This design comes from an exercise in tuning for small area and a short achievable clock period on the open sky130 flow, not from production work.
At most, simulation tests tie the RTL to the original design; equivalence was not proved.
Some runs may be left out. An edit can pass the tests and still lose a function that they never use.
Only the layout flow was run in runs 2 to 4; the RTL was not checked for function there.

--- design.v ---
module user_logic
(
  Bus2IP_Clk,                      
  Bus2IP_Reset,                    
  Bus2IP_Data,                     
  Bus2IP_BE,                       
  Bus2IP_RdCE,                     
  Bus2IP_WrCE,                     
  IP2Bus_Data,                     
  IP2Bus_RdAck,                    
  IP2Bus_WrAck,                    
  IP2Bus_Error                     
);  
parameter C_SLV_DWIDTH                   = 32;
parameter C_NUM_REG                      = 3;
input                                     Bus2IP_Clk;
input                                     Bus2IP_Reset;
input      [0 : C_SLV_DWIDTH-1]           Bus2IP_Data;
input      [0 : C_SLV_DWIDTH/8-1]         Bus2IP_BE;
input      [0 : C_NUM_REG-1]              Bus2IP_RdCE;
input      [0 : C_NUM_REG-1]              Bus2IP_WrCE;
output     [0 : C_SLV_DWIDTH-1]           IP2Bus_Data;
output                                    IP2Bus_RdAck;
output                                    IP2Bus_WrAck;
output                                    IP2Bus_Error;
  reg        [0 : C_SLV_DWIDTH-1]           slv_reg0;
  reg        [0 : C_SLV_DWIDTH-1]           slv_reg1;
  reg        [0 : C_SLV_DWIDTH-1]           slv_reg2;
  wire       [0 : 2]                        slv_reg_write_sel;
  wire       [0 : 2]                        slv_reg_read_sel;
  reg        [0 : C_SLV_DWIDTH-1]           slv_ip2bus_data;
  wire                                      slv_read_ack;
  wire                                      slv_write_ack;
  integer                                   byte_index, bit_index;
	reg [0 : C_SLV_DWIDTH-1] tmp_reg;
	always @(posedge Bus2IP_Clk)
	  begin
	    if(Bus2IP_Reset == 1)
	      begin
		slv_reg2 <= 0;
		tmp_reg <= 0;
	      end
	    else
	      begin
		tmp_reg <= slv_reg0 * slv_reg1;
		slv_reg2 <= tmp_reg;
	      end
	  end
  assign
    slv_reg_write_sel = Bus2IP_WrCE[0:2],
    slv_reg_read_sel  = Bus2IP_RdCE[0:2],
    slv_write_ack     = Bus2IP_WrCE[0] || Bus2IP_WrCE[1] || Bus2IP_WrCE[2],
    slv_read_ack      = Bus2IP_RdCE[0] || Bus2IP_RdCE[1] || Bus2IP_RdCE[2];
  always @( posedge Bus2IP_Clk )
    begin: SLAVE_REG_WRITE_PROC
      if ( Bus2IP_Reset == 1 )
        begin
          slv_reg0 <= 0;
          slv_reg1 <= 0;
        end
      else
        case ( slv_reg_write_sel )
          3'b100 :
            for ( byte_index = 0; byte_index <= (C_SLV_DWIDTH/8)-1; byte_index = byte_index+1 )
              if ( Bus2IP_BE[byte_index] == 1 )
                for ( bit_index = byte_index*8; bit_index <= byte_index*8+7; bit_index = bit_index+1 )
                  slv_reg0[bit_index] <= Bus2IP_Data[bit_index];
          3'b010 :
            for ( byte_index = 0; byte_index <= (C_SLV_DWIDTH/8)-1; byte_index = byte_index+1 )
              if ( Bus2IP_BE[byte_index] == 1 )
                for ( bit_index = byte_index*8; bit_index <= byte_index*8+7; bit_index = bit_index+1 )
                  slv_reg1[bit_index] <= Bus2IP_Data[bit_index];
          default : ;
        endcase
    end  
  always @( slv_reg_read_sel or slv_reg0 or slv_reg1 or slv_reg2 )
    begin: SLAVE_REG_READ_PROC
      case ( slv_reg_read_sel )
        3'b100 : slv_ip2bus_data <= slv_reg0;
        3'b010 : slv_ip2bus_data <= slv_reg1;
        3'b001 : slv_ip2bus_data <= slv_reg2;
        default : slv_ip2bus_data <= 0;
      endcase
    end  
  assign IP2Bus_Data    = slv_ip2bus_data;
  assign IP2Bus_WrAck   = slv_write_ack;
  assign IP2Bus_RdAck   = slv_read_ack;
  assign IP2Bus_Error   = 0;
endmodule
--- run.sh ---
#!/bin/bash
# synth_recipe.tcl (not shown) runs the flow's synth.tcl, then flattens the netlist and writes it again
# the make line also repeats each setting of config.mk as NAME=value (left out here)
make -C /OpenROAD-flow-scripts/flow DESIGN_CONFIG=/design/flow/config.mk WORK_HOME=/design/flow/orfs CLKGATE_MAP_FILE= SYNTH_SCRIPT=/design/flow/synth_recipe.tcl finish
--- config.mk ---
export PLATFORM = sky130hd
export DESIGN_NAME = user_logic
export DESIGN_NICKNAME = user_logic
export VERILOG_FILES = /design/flow/design.v
export SDC_FILE = /design/flow/constraint.sdc
export NUM_CORES = 4
export LEC_CHECK = 0
export CAP_MARGIN = 20
export CORE_MARGIN = 2
export CORE_UTILIZATION = 40
export SLEW_MARGIN = 20
--- constraint.sdc ---
create_clock -name core_clock -period 8.0 [get_ports {Bus2IP_Clk}]
set_input_delay 1.6000 -clock core_clock [delete_from_list [all_inputs] [get_ports {Bus2IP_Clk}]]
set_output_delay 1.6000 -clock core_clock [all_outputs]
set_load 0.01 [all_outputs]
==> impl_metrics.env, run 1 <==
export IMPL_cts_root_buffer_cell="sky130_fd_sc_hd__clkbuf_16"
export IMPL_timing_max_slew_rel_slack_pct=25.8
export IMPL_adder_cell_share_of_the_synthesized_area_pct=47.9
export IMPL_worstHoldStart="tmp_reg[16]"
export IMPL_clock_skew_final_ns=0.00734
export IMPL_initial_core_util_pct=40.5
export IMPL_data_arrival_time_of_the_critical_path_ns=8.06
export IMPL_area_share_sequential_pct=11.4
export IMPL_antenna_found_initial=2
export IMPL_synth_most_common_cell="sky130_fd_sc_hd__nand2_1"
export IMPL_fillerInstances=4964
export IMPL_yosysUniqueCellTypes=53
export IMPL_setup_viol_count_final=0
export IMPL_gr_usage_all_layers_pct=24.9
export IMPL_grtUsageMet1_pct=34.4
export IMPL_layout_area_top_class="multi-input combinational cells"
export IMPL_n_all_inverters=406
export IMPL_wl_met3_microns=4820
export IMPL_synthDominantCellAreaShare_pct=40.3
export IMPL_final_layout_size_suffix_gt1_share_pct=4.97
export IMPL_tns_ns=0
export IMPL_n_antenna_cell=0
export IMPL_buffer_area_share_pct=6.01
export IMPL_max_freq_ghz=0.130
export IMPL_hold_class="reg -> reg"
export IMPL_tap_cell_count=672
export IMPL_worst_setup_slack_final_ns=0.292
export IMPL_pins_over_slew_limit=0
export IMPL_clkSlewWorstSetupHoldPaths_ns=0.07
export IMPL_worst_slew_pin_transition_ns=1.11
export IMPL_combinational_family_with_the_most_area_after_synthesis="adder cells"
export IMPL_drtIter0Drc=1185
export IMPL_worst_r2r_path_depth=23
export IMPL_met2_length_microns=28600
export IMPL_floorplan_core_area_sq_um=50100
export IMPL_post_drt_via_cell_ratio=5.15
export IMPL_synth_compound_gate_area_share_pct=5.75
export IMPL_grtUsageMet2_pct=39.9
export IMPL_critPathCaptureType="flip-flop"
export IMPL_syn_area_sq_um=20300
export IMPL_synth_async_reset_ratio_pct=0
export IMPL_grt_setup_unrepaired="false"
export IMPL_timing_critical_path_from_type="flip-flop"
export IMPL_post_synth_most_frequent_cells="sky130_fd_sc_hd__nand2_1 (438), sky130_fd_sc_hd__fa_1 (408), sky130_fd_sc_hd__inv_1 (406), sky130_fd_sc_hd__and2_1 (259), sky130_fd_sc_hd__clkbuf_1 (133)"
export IMPL_dr_drc_count=0
export IMPL_die_w_microns=229
export IMPL_edff_count_synth=0
export IMPL_design_area_sq_um=22600
export IMPL_detailedPlace_worstSlack_ns=0.394
export IMPL_clk_insertion_delay_late_ns=0.44
export IMPL_timing_setup_critical_path_class="reg -> reg"
export IMPL_route_detailed_wl_per_inst_microns=20.8
export IMPL_timing_hold_ws_ns=0.436
export IMPL_highest_signal_layer="met4"
export IMPL_timing_final_hold_violations=0
export IMPL_run_status="finished clean"
export IMPL_post_route_met1_wirelength_microns=27400
export IMPL_r2r_start="slv_reg0[23]"
export IMPL_yosysWarningCount=1
export IMPL_mappedNetlistNets=2887
export IMPL_post_cts_hold_buffer_count=0
export IMPL_grt_overflow_total=0
export IMPL_nFlopsAndLatches=128
export IMPL_setup_reg_to_reg_worst_slack_ns=0.29
export IMPL_final_min_period_over_clock_period_pct=96.3
run 1: critical path, stage by stage, from the launching register on:
cell,delay [ns]
sky130_fd_sc_hd__dfxtp_1,0.89
sky130_fd_sc_hd__buf_4,0.29
sky130_fd_sc_hd__nand2_1,0.08
sky130_fd_sc_hd__fa_1,0.43
sky130_fd_sc_hd__inv_1,0.08
sky130_fd_sc_hd__fa_1,0.43
sky130_fd_sc_hd__fa_1,0.52
sky130_fd_sc_hd__inv_1,0.05
sky130_fd_sc_hd__fa_1,0.48
sky130_fd_sc_hd__inv_1,0.06
sky130_fd_sc_hd__fa_1,0.50
sky130_fd_sc_hd__inv_1,0.05
sky130_fd_sc_hd__fa_1,0.56
sky130_fd_sc_hd__inv_1,0.06
sky130_fd_sc_hd__fa_1,0.50
sky130_fd_sc_hd__fa_1,0.45
sky130_fd_sc_hd__ha_1,0.40
sky130_fd_sc_hd__nand3_1,0.19
sky130_fd_sc_hd__nor3_1,0.27
sky130_fd_sc_hd__and4_1,0.29
sky130_fd_sc_hd__nor2_2,0.09
sky130_fd_sc_hd__o211a_1,0.26
sky130_fd_sc_hd__or4_1,0.51
sky130_fd_sc_hd__a21oi_1,0.15
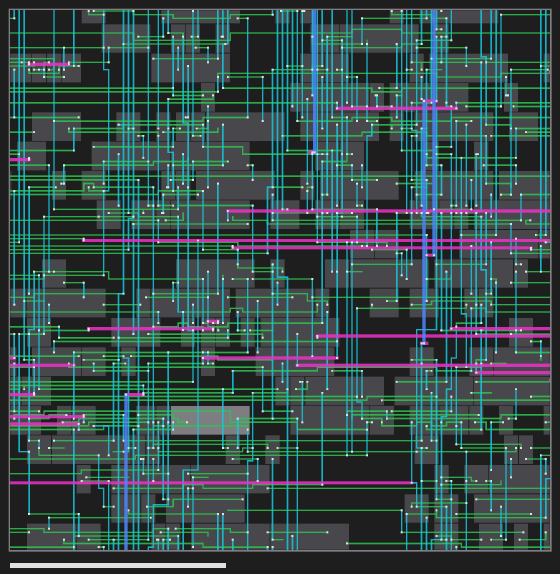
*Layout detail, run 1*
Scale bar: 20 microns. Region (90, 90) to (140, 140) microns. Cells in gray, sequential cells in the stronger gray; small squares are vias.
Key: blue = M4; cyan = M2; green = M1; magenta = M3
Netlist names of flops here include slv_reg1 (1). 143 logic cells have their middle in the window. Sequential cells in the window: 1. Most frequent: fa_1 (38), and2_1 (30), nand2_1 (29).

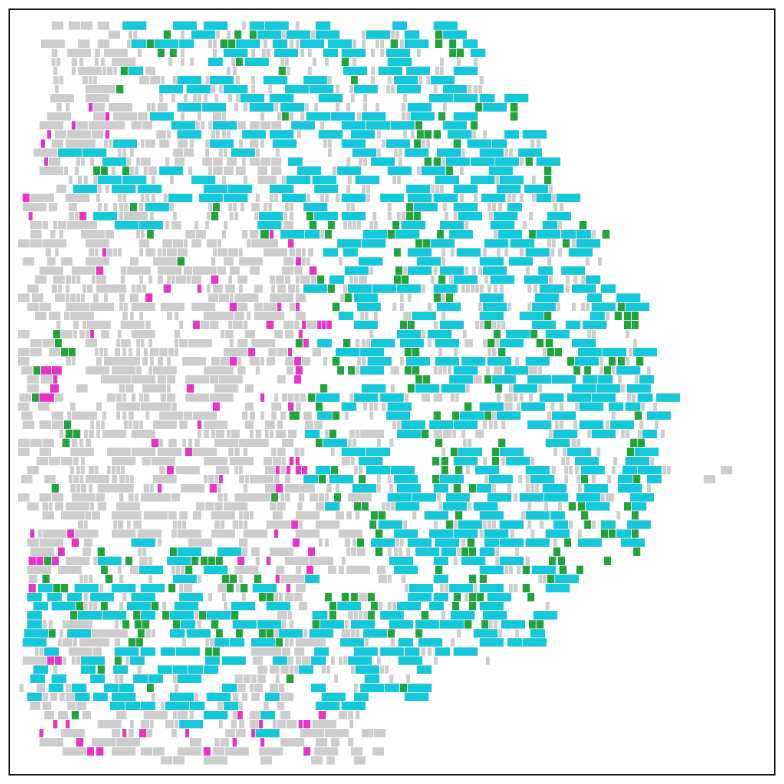
*Logic cells by family, run 1*
Key: green = and/or cells [cells 269, where all over the die]; cyan = fa/ha/maj cells [cells 531]; magenta = nor cells [cells 99]
most common library cell in the layout ignoring fill and taps: sky130_fd_sc_hd__nand2_1
share of the final layout cell area in multi-input gates: 69.3%
final cell count without fillers: 3,027

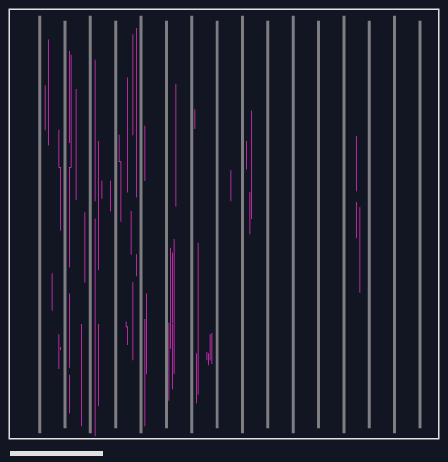
*Metal 4, run 1*
Scale bar: 50 microns. Supply wires on this layer in gray.
The wires run mostly vertical. 34 nets have wire on it. The layer holds 3.2% of the routed length. The longest straight run is 116 microns. The layer carries 2,020 microns of wire.
via count: 15,600
Routed WL: 62,800 microns

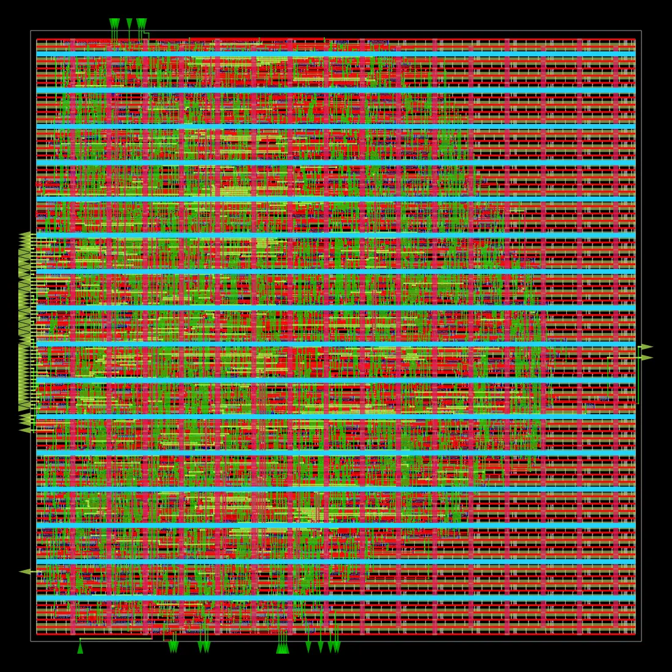
*Final layout, run 1*
Top Ports: 79
DIE AREA: 52,500 sq um
Post-Route Utilization: 45.1%
die boundary height: 229 microns
FP Rows: 82

### Routed metal, one color a layer, run 1

Scale bar: 50 microns. Two of the layers only.
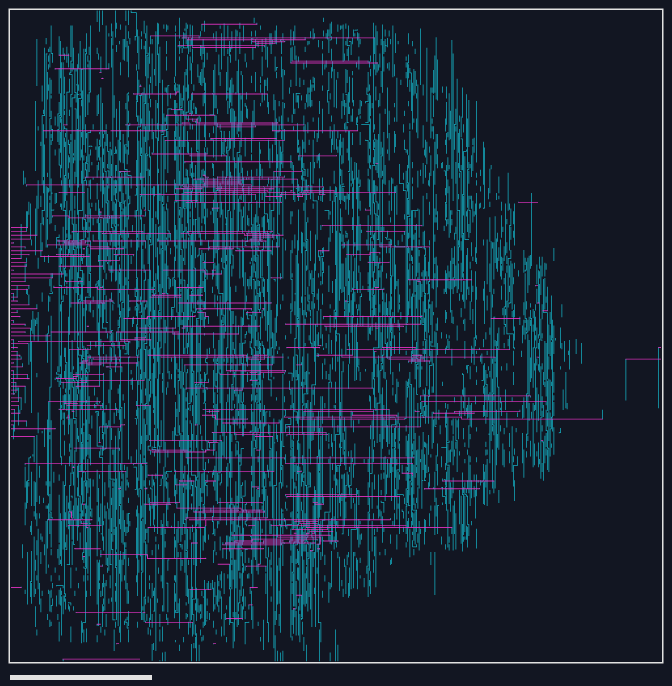

==> run 2: too many edits to list; what changed since run 1 <==
design.v: 89 -> 1561 lines; modules unchanged: 0
  user_logic: edited, 89 -> 1544 lines
  mul_fa: new, 4 lines
  mul_ha: new, 4 lines
  mul_ao22: new, 3 lines
  mul_x2: new, 3 lines
  mul_omux: new, 3 lines
==> module mul_ha as of run 2 <==
module mul_ha (input a, input b, output s, output co);
  assign s  = a ^ b;
  assign co = a & b;
endmodule
==> module mul_fa as of run 2 <==
module mul_fa (input a, input b, input c, output s, output co);
  assign s  = a ^ b ^ c;
  assign co = (a & b) | (a & c) | (b & c);
endmodule
==> module mul_x2 as of run 2 <==
module mul_x2 (input a, input b, output y);
  assign y = a ^ b;
endmodule
==> module mul_omux as of run 2 <==
module mul_omux (input bad, input s0, input s1, input s2, input d0, input d1, input d2, output y);
  assign y = ~bad & ((s0 & d0) | (s1 & d1) | (s2 & d2));
endmodule
==> module mul_ao22 as of run 2 <==
module mul_ao22 (input a, input b, input c, input d, output y);
  assign y = (a & b) | (c & d);
endmodule
--- a/config.mk
+++ b/config.mk
@@ -6,6 +6,10 @@
 export NUM_CORES = 4
 export LEC_CHECK = 0
+export ABC_AREA = 0
 export CAP_MARGIN = 20
 export CORE_MARGIN = 2
 export CORE_UTILIZATION = 40
+export SETUP_SLACK_MARGIN = 4.0
 export SLEW_MARGIN = 20
+export SYNTH_HIERARCHICAL = 1
+export SYNTH_MINIMUM_KEEP_SIZE = 0
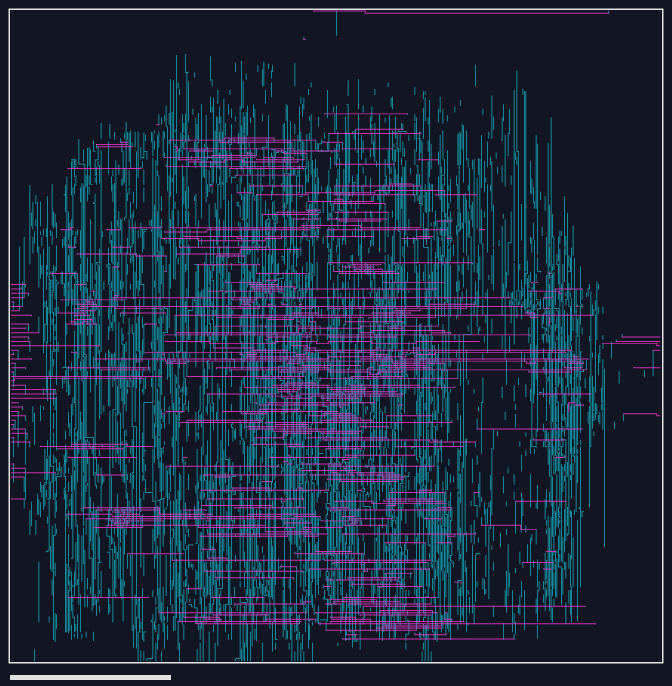
*Routed metal, one color a layer, run 2*
Scale bar: 50 microns. Two of the layers only.
Key: cyan = M2 [wire length 25.6 mm]; magenta = M3 [wire length 7,330 microns]
via count: 13,300
post-DR wirelength/cell: 26.3 microns
Overall Global Routing Usage: 28.3%

==> impl_metrics.env, run 2 <==
export IMPL_clkSlewWorstSetupHoldPaths_ns=0.07
export IMPL_clock_skew_final_ns=0.0176
export IMPL_timing_setup_critical_path_class="in -> out"
export IMPL_pins_over_slew_limit=0
export IMPL_die_w_microns=203
export IMPL_dr_drc_count=0
export IMPL_cts_root_buffer_cell="sky130_fd_sc_hd__clkbuf_16"
export IMPL_timing_max_slew_rel_slack_pct=24.4
export IMPL_yosysWarningCount=7
export IMPL_setup_reg_to_reg_worst_slack_ns=4.10
export IMPL_path_delay_family="buffers and inverters"
export IMPL_adder_cell_share_of_the_synthesized_area_pct=28.4
export IMPL_tns_ns=0
export IMPL_chipHeight_microns=203
export IMPL_critical_path_cell_chain="buf_8 -> buf_12 -> xor2_4 -> o21ai_4 -> buf_6 -> buf_12 -> buf_16 -> nor2_1 -> buf_2"
export IMPL_edff_count_synth=0
export IMPL_synthDominantCellAreaShare_pct=27.1
export IMPL_clk_insertion_delay_late_ns=0.45
export IMPL_post_cts_hold_buffer_count=0
export IMPL_synth_most_common_cell="sky130_fd_sc_hd__xor2_1"
export IMPL_r2r_start="slv_reg1[30]"
export IMPL_drtIter0Drc=1546
export IMPL_mappedNetlistNets=1801
export IMPL_placementRows=72
export IMPL_yosysUniqueCellTypes=53
export IMPL_grt_overflow_total=0
export IMPL_floorplan_core_area_sq_um=38800
export IMPL_critical_path_buf_inv_count=6
export IMPL_timing_critical_path_from_type="input port"
export IMPL_design_area_sq_um=18800
export IMPL_run_status="finished clean"
export IMPL_antenna_found_initial=0
export IMPL_final_layout_size_suffix_gt1_share_pct=12.9
export IMPL_worst_path_most_repeated_cell="sky130_fd_sc_hd__buf_12"
export IMPL_data_arrival_time_of_the_critical_path_ns=2.76
export IMPL_worst_r2r_path_depth=8
export IMPL_timing_hold_ws_ns=0.429
export IMPL_critPathCaptureType="output pin"
export IMPL_final_min_period_over_clock_period_pct=54.6
export IMPL_timing_final_hold_violations=0
export IMPL_setup_viol_count_final=0
export IMPL_synth_compound_gate_area_share_pct=21.7
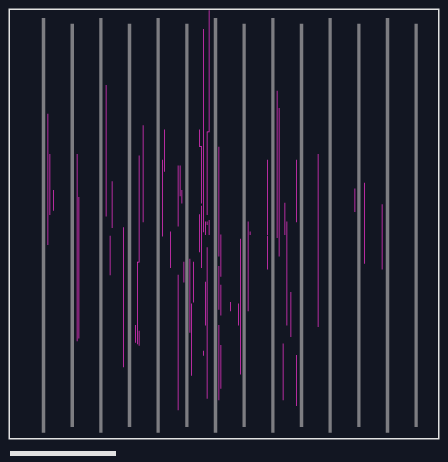
*Metal 4, run 2*
Scale bar: 50 microns. Supply wires on this layer in gray.
The layer holds 3.5% of the routed length. 38 nets have wire on it. The layer carries 2,040 microns of wire. The wires run mostly vertical.
Routed WL: 58,100 microns

[run 2: per-module statistics from Yosys (local to each module, per instance)]
module | cells | cell area [sq um] | flip-flops and latches
mul_omux | 2 | 13.8 | 0
mul_x2 | 1 | 8.76 | 0
mul_fa | 1 | 20.0 | 0
mul_ha | 1 | 12.5 | 0
user_logic | 705 | 6290 | 170
mul_ao22 | 1 | 8.76 | 0
[run 2: per-layer routing]
layer  routed length, microns  vias up  global-route usage (%)  part of all wire [%]
li1                         -     5779                       -                     -
met1                    23000     6552                    37.2                    40
met2                    25600      863                    43.2                    44
met3                     7330      139                    9.05                    13
met4                     2040        2                    11.1                   3.5
met5                      120        -                    2.14                  0.21
[run 2: metrics by stage]
step | utilization (%) | cells
floorplan | - | 1527
global placement | 45.2 | 2136
detailed placement | 45.2 | 2136
CTS | 47.7 | 2193
global route | 48.3 | 2204
finish | 48.3 | 2205
[run 2: final cells by class]
class	count	share of cell area, %
clock inverter	14	0.673
tap	518	3.45
multi-input combinational	1325	66.8
sequential	170	18.3
timing repair buffer	152	8.31
antenna	1	0.0133
inverter	7	0.140
clock buffer	18	2.34
### Logic cells by family, run 2

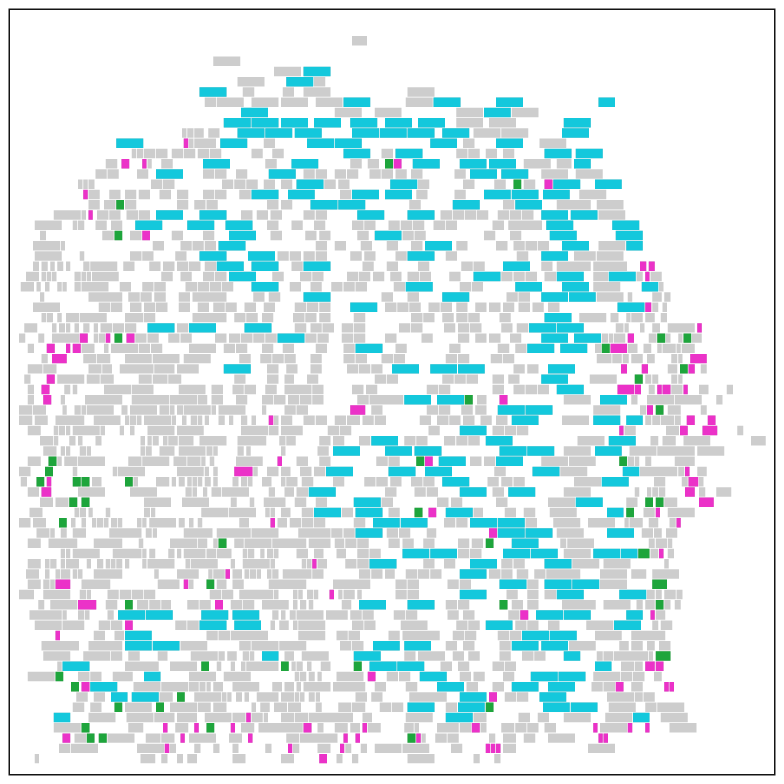

==> run 2 -> run 3 <==
--- a/design.v
+++ b/design.v
@@ -1533,8 +1533,13 @@
       slv_reg2 <= {prod[31], prod[30], prod[29], prod[28], prod[27], prod[26], prod[25], prod[24], prod[23], prod[22], prod[21], prod[20], prod[19], prod[18], prod[17], prod[16], prod[15], prod[14], prod[13], prod[12], prod[11], prod[10], prod[9], prod[8], prod[7], prod[6], prod[5], prod[4], prod[3], prod[2], prod[1], prod[0]};
   end
-  wire rd_bad = ~((Bus2IP_RdCE == 3'b100) | (Bus2IP_RdCE == 3'b010) | (Bus2IP_RdCE == 3'b001));
   genvar gi;
   generate for (gi = 0; gi < 32; gi = gi + 1) begin : g_rd
-    mul_omux u_omux (.bad(rd_bad), .s0(Bus2IP_RdCE[0]), .s1(Bus2IP_RdCE[1]), .s2(Bus2IP_RdCE[2]),
+    wire many;
+    if (gi % 8 == 0) begin : g_dec
+      mul_maj3 u_many (.a(Bus2IP_RdCE[0]), .b(Bus2IP_RdCE[1]), .c(Bus2IP_RdCE[2]), .y(many));
+    end else begin : g_use
+      assign many = g_rd[gi - gi % 8].many;
+    end
+    mul_omux u_omux (.many(many), .s0(Bus2IP_RdCE[0]), .s1(Bus2IP_RdCE[1]), .s2(Bus2IP_RdCE[2]),
                      .d0(slv_reg0[gi]), .d1(slv_reg1[gi]), .d2(slv_reg2[gi]), .y(IP2Bus_Data[gi]));
   end endgenerate
@@ -1557,5 +1562,8 @@
   assign y = a ^ b;
 endmodule
-module mul_omux (input bad, input s0, input s1, input s2, input d0, input d1, input d2, output y);
-  assign y = ~bad & ((s0 & d0) | (s1 & d1) | (s2 & d2));
+module mul_maj3 (input a, input b, input c, output y);
+  assign y = (a & b) | (a & c) | (b & c);
+endmodule
+module mul_omux (input many, input s0, input s1, input s2, input d0, input d1, input d2, output y);
+  assign y = ~many & ((s0 & d0) | (s1 & d1) | (s2 & d2));
 endmodule
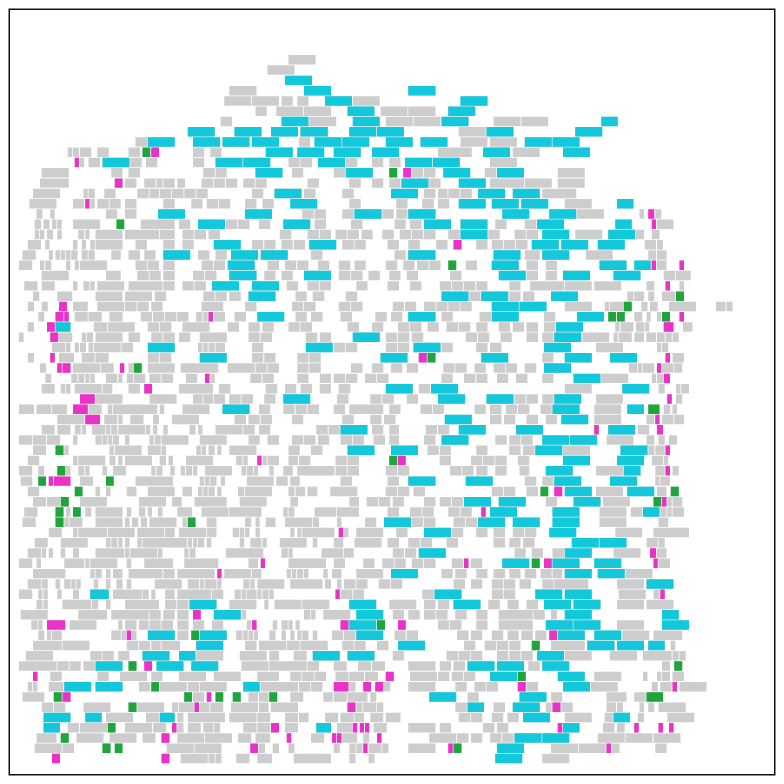
*Logic cells by family, run 3*
Key: cyan = fa/ha/maj cells [cells 234]; green = and/or cells [cells 46]; magenta = nor cells [cells 94, where all over the die]
share of the final layout cell area in multi-input gates: 66.7%
most common library cell in the layout ignoring fill and taps: sky130_fd_sc_hd__xor2_1
final cell count without fillers: 2,192

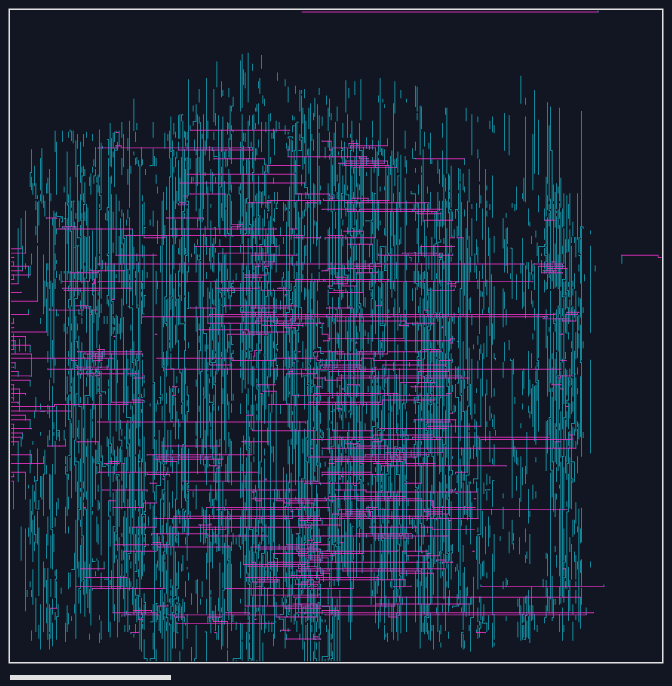
*Routed metal, one color a layer, run 3*
Scale bar: 50 microns. Two of the layers only.
Key: cyan = M2 [wire length 26.0 mm]; magenta = M3 [wire length 5,800 microns]
post-DR wirelength/cell: 25.9 microns
via count: 13,300
Overall Global Routing Usage: 27.9%
Routed WL: 56,800 microns

==> impl_metrics.env, run 3 <==
export IMPL_run_status="finished clean"
export IMPL_r2r_start="slv_reg1[24]"
export IMPL_final_layout_size_suffix_gt1_share_pct=12.3
export IMPL_final_signal_buffer_count=152
export IMPL_combinational_family_with_the_most_area_after_synthesis="adder cells"
export IMPL_cts_root_buffer_cell="sky130_fd_sc_hd__clkbuf_16"
export IMPL_met2_length_microns=26000
export IMPL_n_all_inverters=6
export IMPL_pins_over_slew_limit=0
export IMPL_num_multi_input_gates=1313
export IMPL_yosysWarningCount=7
export IMPL_finalCoreUtilization_pct=48.3
export IMPL_yosysUniqueCellTypes=54
export IMPL_synth_async_reset_ratio_pct=0
export IMPL_clockNetworkAreaShare_pct=2.94
export IMPL_data_arrival_time_of_the_critical_path_ns=2.61
export IMPL_area_sequential_sq_um=3430
export IMPL_clock_skew_final_ns=0.0143
export IMPL_floorplan_core_area_sq_um=38700
export IMPL_setup_viol_count_final=0
export IMPL_use_met3_pct=7.00
export IMPL_timing_hold_ws_ns=0.427
export IMPL_area_share_sequential_pct=18.4
export IMPL_grtUsageMet2_pct=43.9
export IMPL_buffer_area_share_pct=8.41
export IMPL_worstSetupStartpoint="Bus2IP_RdCE[1]"
export IMPL_critical_path_cell_with_the_highest_stage_delay="sky130_fd_sc_hd__maj3_4"
export IMPL_post_synth_most_frequent_cells="sky130_fd_sc_hd__xor2_1 (309), sky130_fd_sc_hd__a22o_1 (256), sky130_fd_sc_hd__fa_1 (214), sky130_fd_sc_hd__nand2_1 (177), sky130_fd_sc_hd__dfxtp_1 (170)"
export IMPL_adder_cell_share_of_the_synthesized_area_pct=28.8
export IMPL_chipHeight_microns=202
export IMPL_critical_path_max_stage_delay_ns=0.37
export IMPL_timing_setup_critical_path_class="in -> out"
export IMPL_n_clock_buffer=20
export IMPL_n_antenna_cell=1
export IMPL_timing_critical_path_from_type="input port"
export IMPL_fillerInstances=3661
export IMPL_grt_setup_unrepaired="true"
export IMPL_syn_area_sq_um=15700
export IMPL_highest_signal_layer="met4"
export IMPL_initial_core_util_pct=40.6
export IMPL_clkSlewWorstSetupHoldPaths_ns=0.07
export IMPL_timing_max_slew_rel_slack_pct=23.3
export IMPL_post_drt_via_cell_ratio=6.09
export IMPL_post_cts_hold_buffer_count=0
export IMPL_hold_class="reg -> reg"
export IMPL_drtIter0Drc=1439
export IMPL_worst_r2r_path_depth=11
export IMPL_nFlopsAndLatches=170
export IMPL_dr_drc_count=0
export IMPL_path_delay_family="buffers and inverters"
export IMPL_layout_area_top_class="multi-input combinational cells"
export IMPL_grt_overflow_total=0
export IMPL_antenna_found_initial=0
export IMPL_critical_path_cell_chain="buf_12 -> buf_12 -> maj3_4 -> buf_12 -> nor2_2 -> buf_2"
export IMPL_max_freq_ghz=0.237
export IMPL_detailedPlace_worstSlack_ns=2.52
export IMPL_grtUsageMet1_pct=35.9
export IMPL_worst_path_most_repeated_cell="sky130_fd_sc_hd__buf_12"
export IMPL_setup_reg_to_reg_worst_slack_ns=4.11
export IMPL_wl_met3_microns=5800
export IMPL_synthDominantCellAreaShare_pct=27.3
export IMPL_edff_count_synth=0
export IMPL_synth_most_common_cell="sky130_fd_sc_hd__xor2_1"
export IMPL_crit_cells=6
export IMPL_top_level_ports=79
export IMPL_critical_path_buf_inv_count=4
export IMPL_grt_busiest_layer="met2"
export IMPL_design_area_sq_um=18700
export IMPL_mappedNetlistNets=1784
## run 3: cell count changes after synthesis, moves of 5 or more
cell	previous run	this run
sky130_fd_sc_hd__nor2_1	65	70
sky130_fd_sc_hd__a21oi_1	81	75
sky130_fd_sc_hd__xor2_1	303	309
sky130_fd_sc_hd__nor3_1	9	4
## run 3: worst min path at each step
stage / depth (start not counted) / slack (ns) / to / from
after floorplan: 1 / 0.41 / slv_reg2[25] / p6_0
after global placement: 1 / 0.41 / slv_reg2[29] / p2_0
after detailed placement: 1 / 0.41 / slv_reg2[29] / p2_0
after CTS: 1 / 0.43 / slv_reg2[29] / p2_0
after global routing: 1 / 0.45 / slv_reg2[27] / p4_0
final: 1 / 0.43 / slv_reg2[29] / p2_0
## run 3: logic make-up after synthesis
kind of cell	Yosys count
other	1
adders and majority gates	234
DFF	170
and+or+nand+nor	335
buffers and inverters	28
muxes	4
xor gates and xnor gates	315
AOI/OAI and AO/OA	423
### Layout detail, run 3

Scale bar: 20 microns. Region (76, 76) to (126, 126) microns. Cells in gray, sequential cells in the stronger gray; small squares are vias.
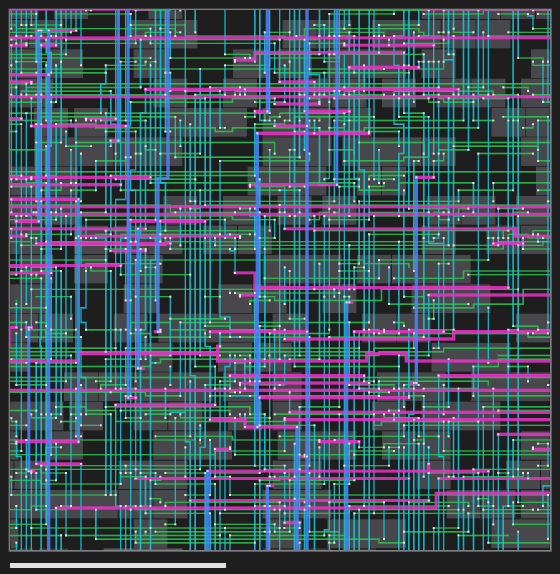

## Run 4: large edit since run 3, in outline
design.v: 1569 -> 1513 lines; modules unchanged: 6
  user_logic: edited, 1549 -> 1493 lines
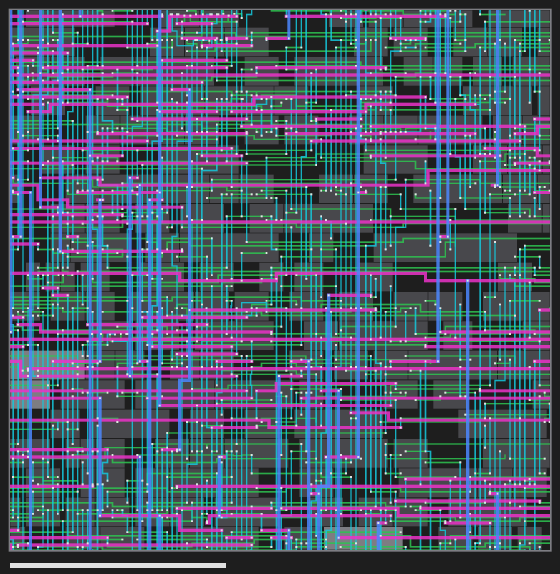
*Layout detail, run 4*
Scale bar: 20 microns. Region (74, 74) to (124, 124) microns. Cells in gray, sequential cells in the stronger gray; small squares are vias.
Key: magenta = M3; green = M1; cyan = M2; blue = M4
166 logic cells have their middle in the window. Sequential cells in the window: 3. Most frequent: a22o_1 (47), xor2_1 (39), buf_4 (21). Netlist names of flops here include slv_reg2 (2), slv_reg1 (1).

==> impl_metrics.env, run 4 <==
export IMPL_area_sequential_sq_um=2940
export IMPL_post_drt_via_cell_ratio=6.19
export IMPL_timing_max_slew_rel_slack_pct=32.5
export IMPL_layout_area_top_class="multi-input combinational cells"
export IMPL_fp_dieArea_sq_um=39500
export IMPL_route_detailed_wl_per_inst_microns=26.5
export IMPL_adder_cell_share_of_the_synthesized_area_pct=29.8
export IMPL_n_antenna_cell=2
export IMPL_worstSetupStartpoint="slv_reg1[26]"
export IMPL_synth_compound_gate_area_share_pct=22.1
export IMPL_initial_core_util_pct=40.5
export IMPL_post_route_met1_wirelength_microns=23000
export IMPL_layout_common_cells="sky130_fd_sc_hd__xor2_1 (266), sky130_fd_sc_hd__a22o_1 (254), sky130_fd_sc_hd__nand2_1 (166)"
export IMPL_grt_busiest_layer="met2"
export IMPL_use_met3_pct=8.77
export IMPL_antenna_found_initial=0
export IMPL_n_clock_buffer=18
export IMPL_clk_insertion_delay_late_ns=0.45
export IMPL_critical_path_endpoint="p27_0"
export IMPL_placementRows=71
export IMPL_nFlopsAndLatches=142
export IMPL_final_min_period_over_clock_period_pct=55.9
export IMPL_post_synth_most_frequent_cells="sky130_fd_sc_hd__xor2_1 (308), sky130_fd_sc_hd__a22o_1 (256), sky130_fd_sc_hd__fa_1 (214), sky130_fd_sc_hd__nand2_1 (174), sky130_fd_sc_hd__dfxtp_1 (142)"
export IMPL_timing_final_hold_violations=0
export IMPL_tap_cell_count=511
export IMPL_area_share_sequential_pct=14.5
export IMPL_post_cts_hold_buffer_count=0
export IMPL_grt_setup_unrepaired="true"
export IMPL_post_route_min_period_ns=4.47
export IMPL_grtUsageMet1_pct=39.5
export IMPL_synthDominantCellAreaShare_pct=28.2
export IMPL_hpwlAfterDp_microns=36800
export IMPL_fillerInstances=3272
export IMPL_dr_drc_count=0
export IMPL_area_of_the_multi_input_gates_sq_um=13200
export IMPL_highest_signal_layer="met4"
export IMPL_hold_path_end="slv_reg2[31]"
export IMPL_critPathCaptureType="flip-flop"
export IMPL_clkSinkCount=142
export IMPL_max_freq_ghz=0.224
export IMPL_tns_ns=0
export IMPL_final_signal_buffer_count=259
export IMPL_met2_length_microns=26600
export IMPL_drtIter0Drc=1630
export IMPL_timing_setup_critical_path_class="reg -> reg"
export IMPL_syn_area_sq_um=15200
export IMPL_cts_root_buffer_cell="sky130_fd_sc_hd__clkbuf_16"
export IMPL_yosysUniqueCellTypes=59
export IMPL_yosysWarningCount=7
export IMPL_final_layout_size_suffix_gt1_share_pct=26.9
export IMPL_clockNetworkAreaShare_pct=2.91
export IMPL_vias=14100
export IMPL_timing_critical_path_from_type="flip-flop"
export IMPL_setup_viol_count_final=0
export IMPL_gr_usage_all_layers_pct=30.9
export IMPL_synth_simple_area_share_pct=10.2
export IMPL_clkSlewWorstSetupHoldPaths_ns=0.07
export IMPL_top_level_ports=79
export IMPL_data_arrival_time_of_the_critical_path_ns=4.78
export IMPL_grtUsageMet2_pct=47.8
export IMPL_worstHoldStart="p0_0"
export IMPL_edff_count_synth=0
export IMPL_buffer_area_share_pct=14.2
export IMPL_hold_class="reg -> reg"
export IMPL_pins_over_slew_limit=0
export IMPL_floorplan_core_area_sq_um=37500
export IMPL_r2r_start="slv_reg1[26]"
export IMPL_inst_count_dp=2084
export IMPL_wl_met3_microns=7160
export IMPL_grt_overflow_total=0
export IMPL_num_multi_input_gates=1323
export IMPL_design_area_sq_um=20300
export IMPL_chipHeight_microns=199
export IMPL_n_all_inverters=5
export IMPL_ys_seq_elements=142
export IMPL_worst_r2r_path_depth=13
export IMPL_finalCoreUtilization_pct=54.2
export IMPL_worst_setup_slack_final_ns=3.53
export IMPL_hold_path_depth=1
export IMPL_place_area_sq_um=17100
export IMPL_setup_reg_to_reg_worst_slack_ns=3.53
export IMPL_run_status="finished clean"
export IMPL_clock_skew_final_ns=0.0176
export IMPL_synth_most_common_cell="sky130_fd_sc_hd__xor2_1"
export IMPL_synth_async_reset_ratio_pct=0
export IMPL_timing_hold_ws_ns=0.428
export IMPL_die_w_microns=199
export IMPL_mappedNetlistNets=1763
export IMPL_most_common_library_cell_in_the_layout_ignoring_fill_and_taps="sky130_fd_sc_hd__xor2_1"
export IMPL_combinational_family_with_the_most_area_after_synthesis="adder cells"
export IMPL_drt_total_wl_microns=60400
export IMPL_detailedPlace_worstSlack_ns=2.27
export IMPL_worst_slew_pin_transition_ns=0.997
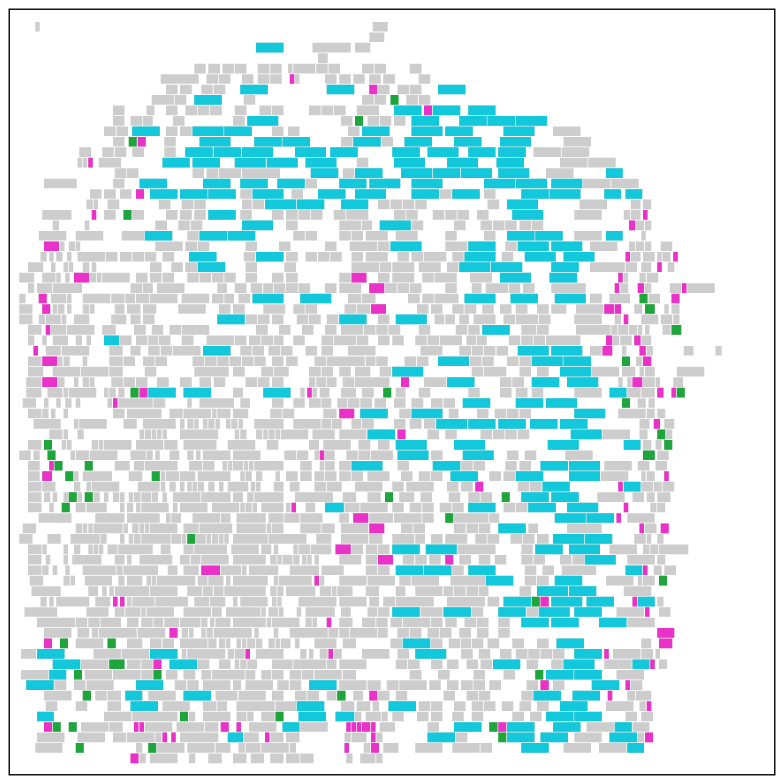
*Logic cells by family, run 4*
Key: green = and/or cells [cells 46]; magenta = nor cells [cells 104, where all over the die]; cyan = fa/ha/maj cells [cells 234]
final cell count without fillers: 2,274
share of the final layout cell area in multi-input gates: 65.1%

[run 4: cell count changes after synthesis, moves of 3 or more]
| cell | delta |
|---|---|
| sky130_fd_sc_hd__nor3_1 | +4 |
| sky130_fd_sc_hd__buf_2 | +3 |
| sky130_fd_sc_hd__a21oi_1 | -5 |
| sky130_fd_sc_hd__o21a_1 | +3 |
| sky130_fd_sc_hd__nand2_1 | -3 |
| sky130_fd_sc_hd__dfxtp_1 | -28 |
| sky130_fd_sc_hd__nor3b_1 | +3 |
[run 4: critical path: stages (launching register included)]
cell and delay, ns:
sky130_fd_sc_hd__dfxtp_4 0.40, sky130_fd_sc_hd__buf_6 0.13, sky130_fd_sc_hd__nand2_4 0.06, sky130_fd_sc_hd__o21ai_4 0.21
sky130_fd_sc_hd__buf_12 0.16, sky130_fd_sc_hd__a22o_1 0.17, sky130_fd_sc_hd__xor2_2 0.16, sky130_fd_sc_hd__fa_2 0.49
sky130_fd_sc_hd__fa_2 0.59, sky130_fd_sc_hd__fa_2 0.44, sky130_fd_sc_hd__fa_2 0.36, sky130_fd_sc_hd__fa_2 0.35
sky130_fd_sc_hd__fa_2 0.37, sky130_fd_sc_hd__fa_1 0.44

[re-timing with driven ports]
The results above use ideal ports. As a check the final layouts listed here were re-extracted and re-timed, cells and wires unchanged. Step 1 sets driving cells, clkbuf_16 on the clock port and buf_2 on the other inputs (assumed; they add their load-dependent delay and slew). Step 2 moves the port delays by t, midway between the first and last clock arrival at a register: inputs arrive t later, outputs are due t later. That takes back most of the time a late clock gives input paths. Three values: ideal, step 1, step 2; two values: the first two.
run	t, ns	setup slack, ns	worst setup path at the end
run 1	0.490	0.292 / 0.292 / 0.292	register to register
run 2	0.495	3.636 / 3.593 / 3.593	input to output
run 3	0.495	3.788 / 3.666 / 3.666	input to output
run 4	0.488	3.531 / 3.531 / 3.531	register to register
After both steps every run listed still meets setup and hold. The setup slack of run 3, which loses most, moves by -0.122 ns with the drivers and by -0.122 ns with both steps.
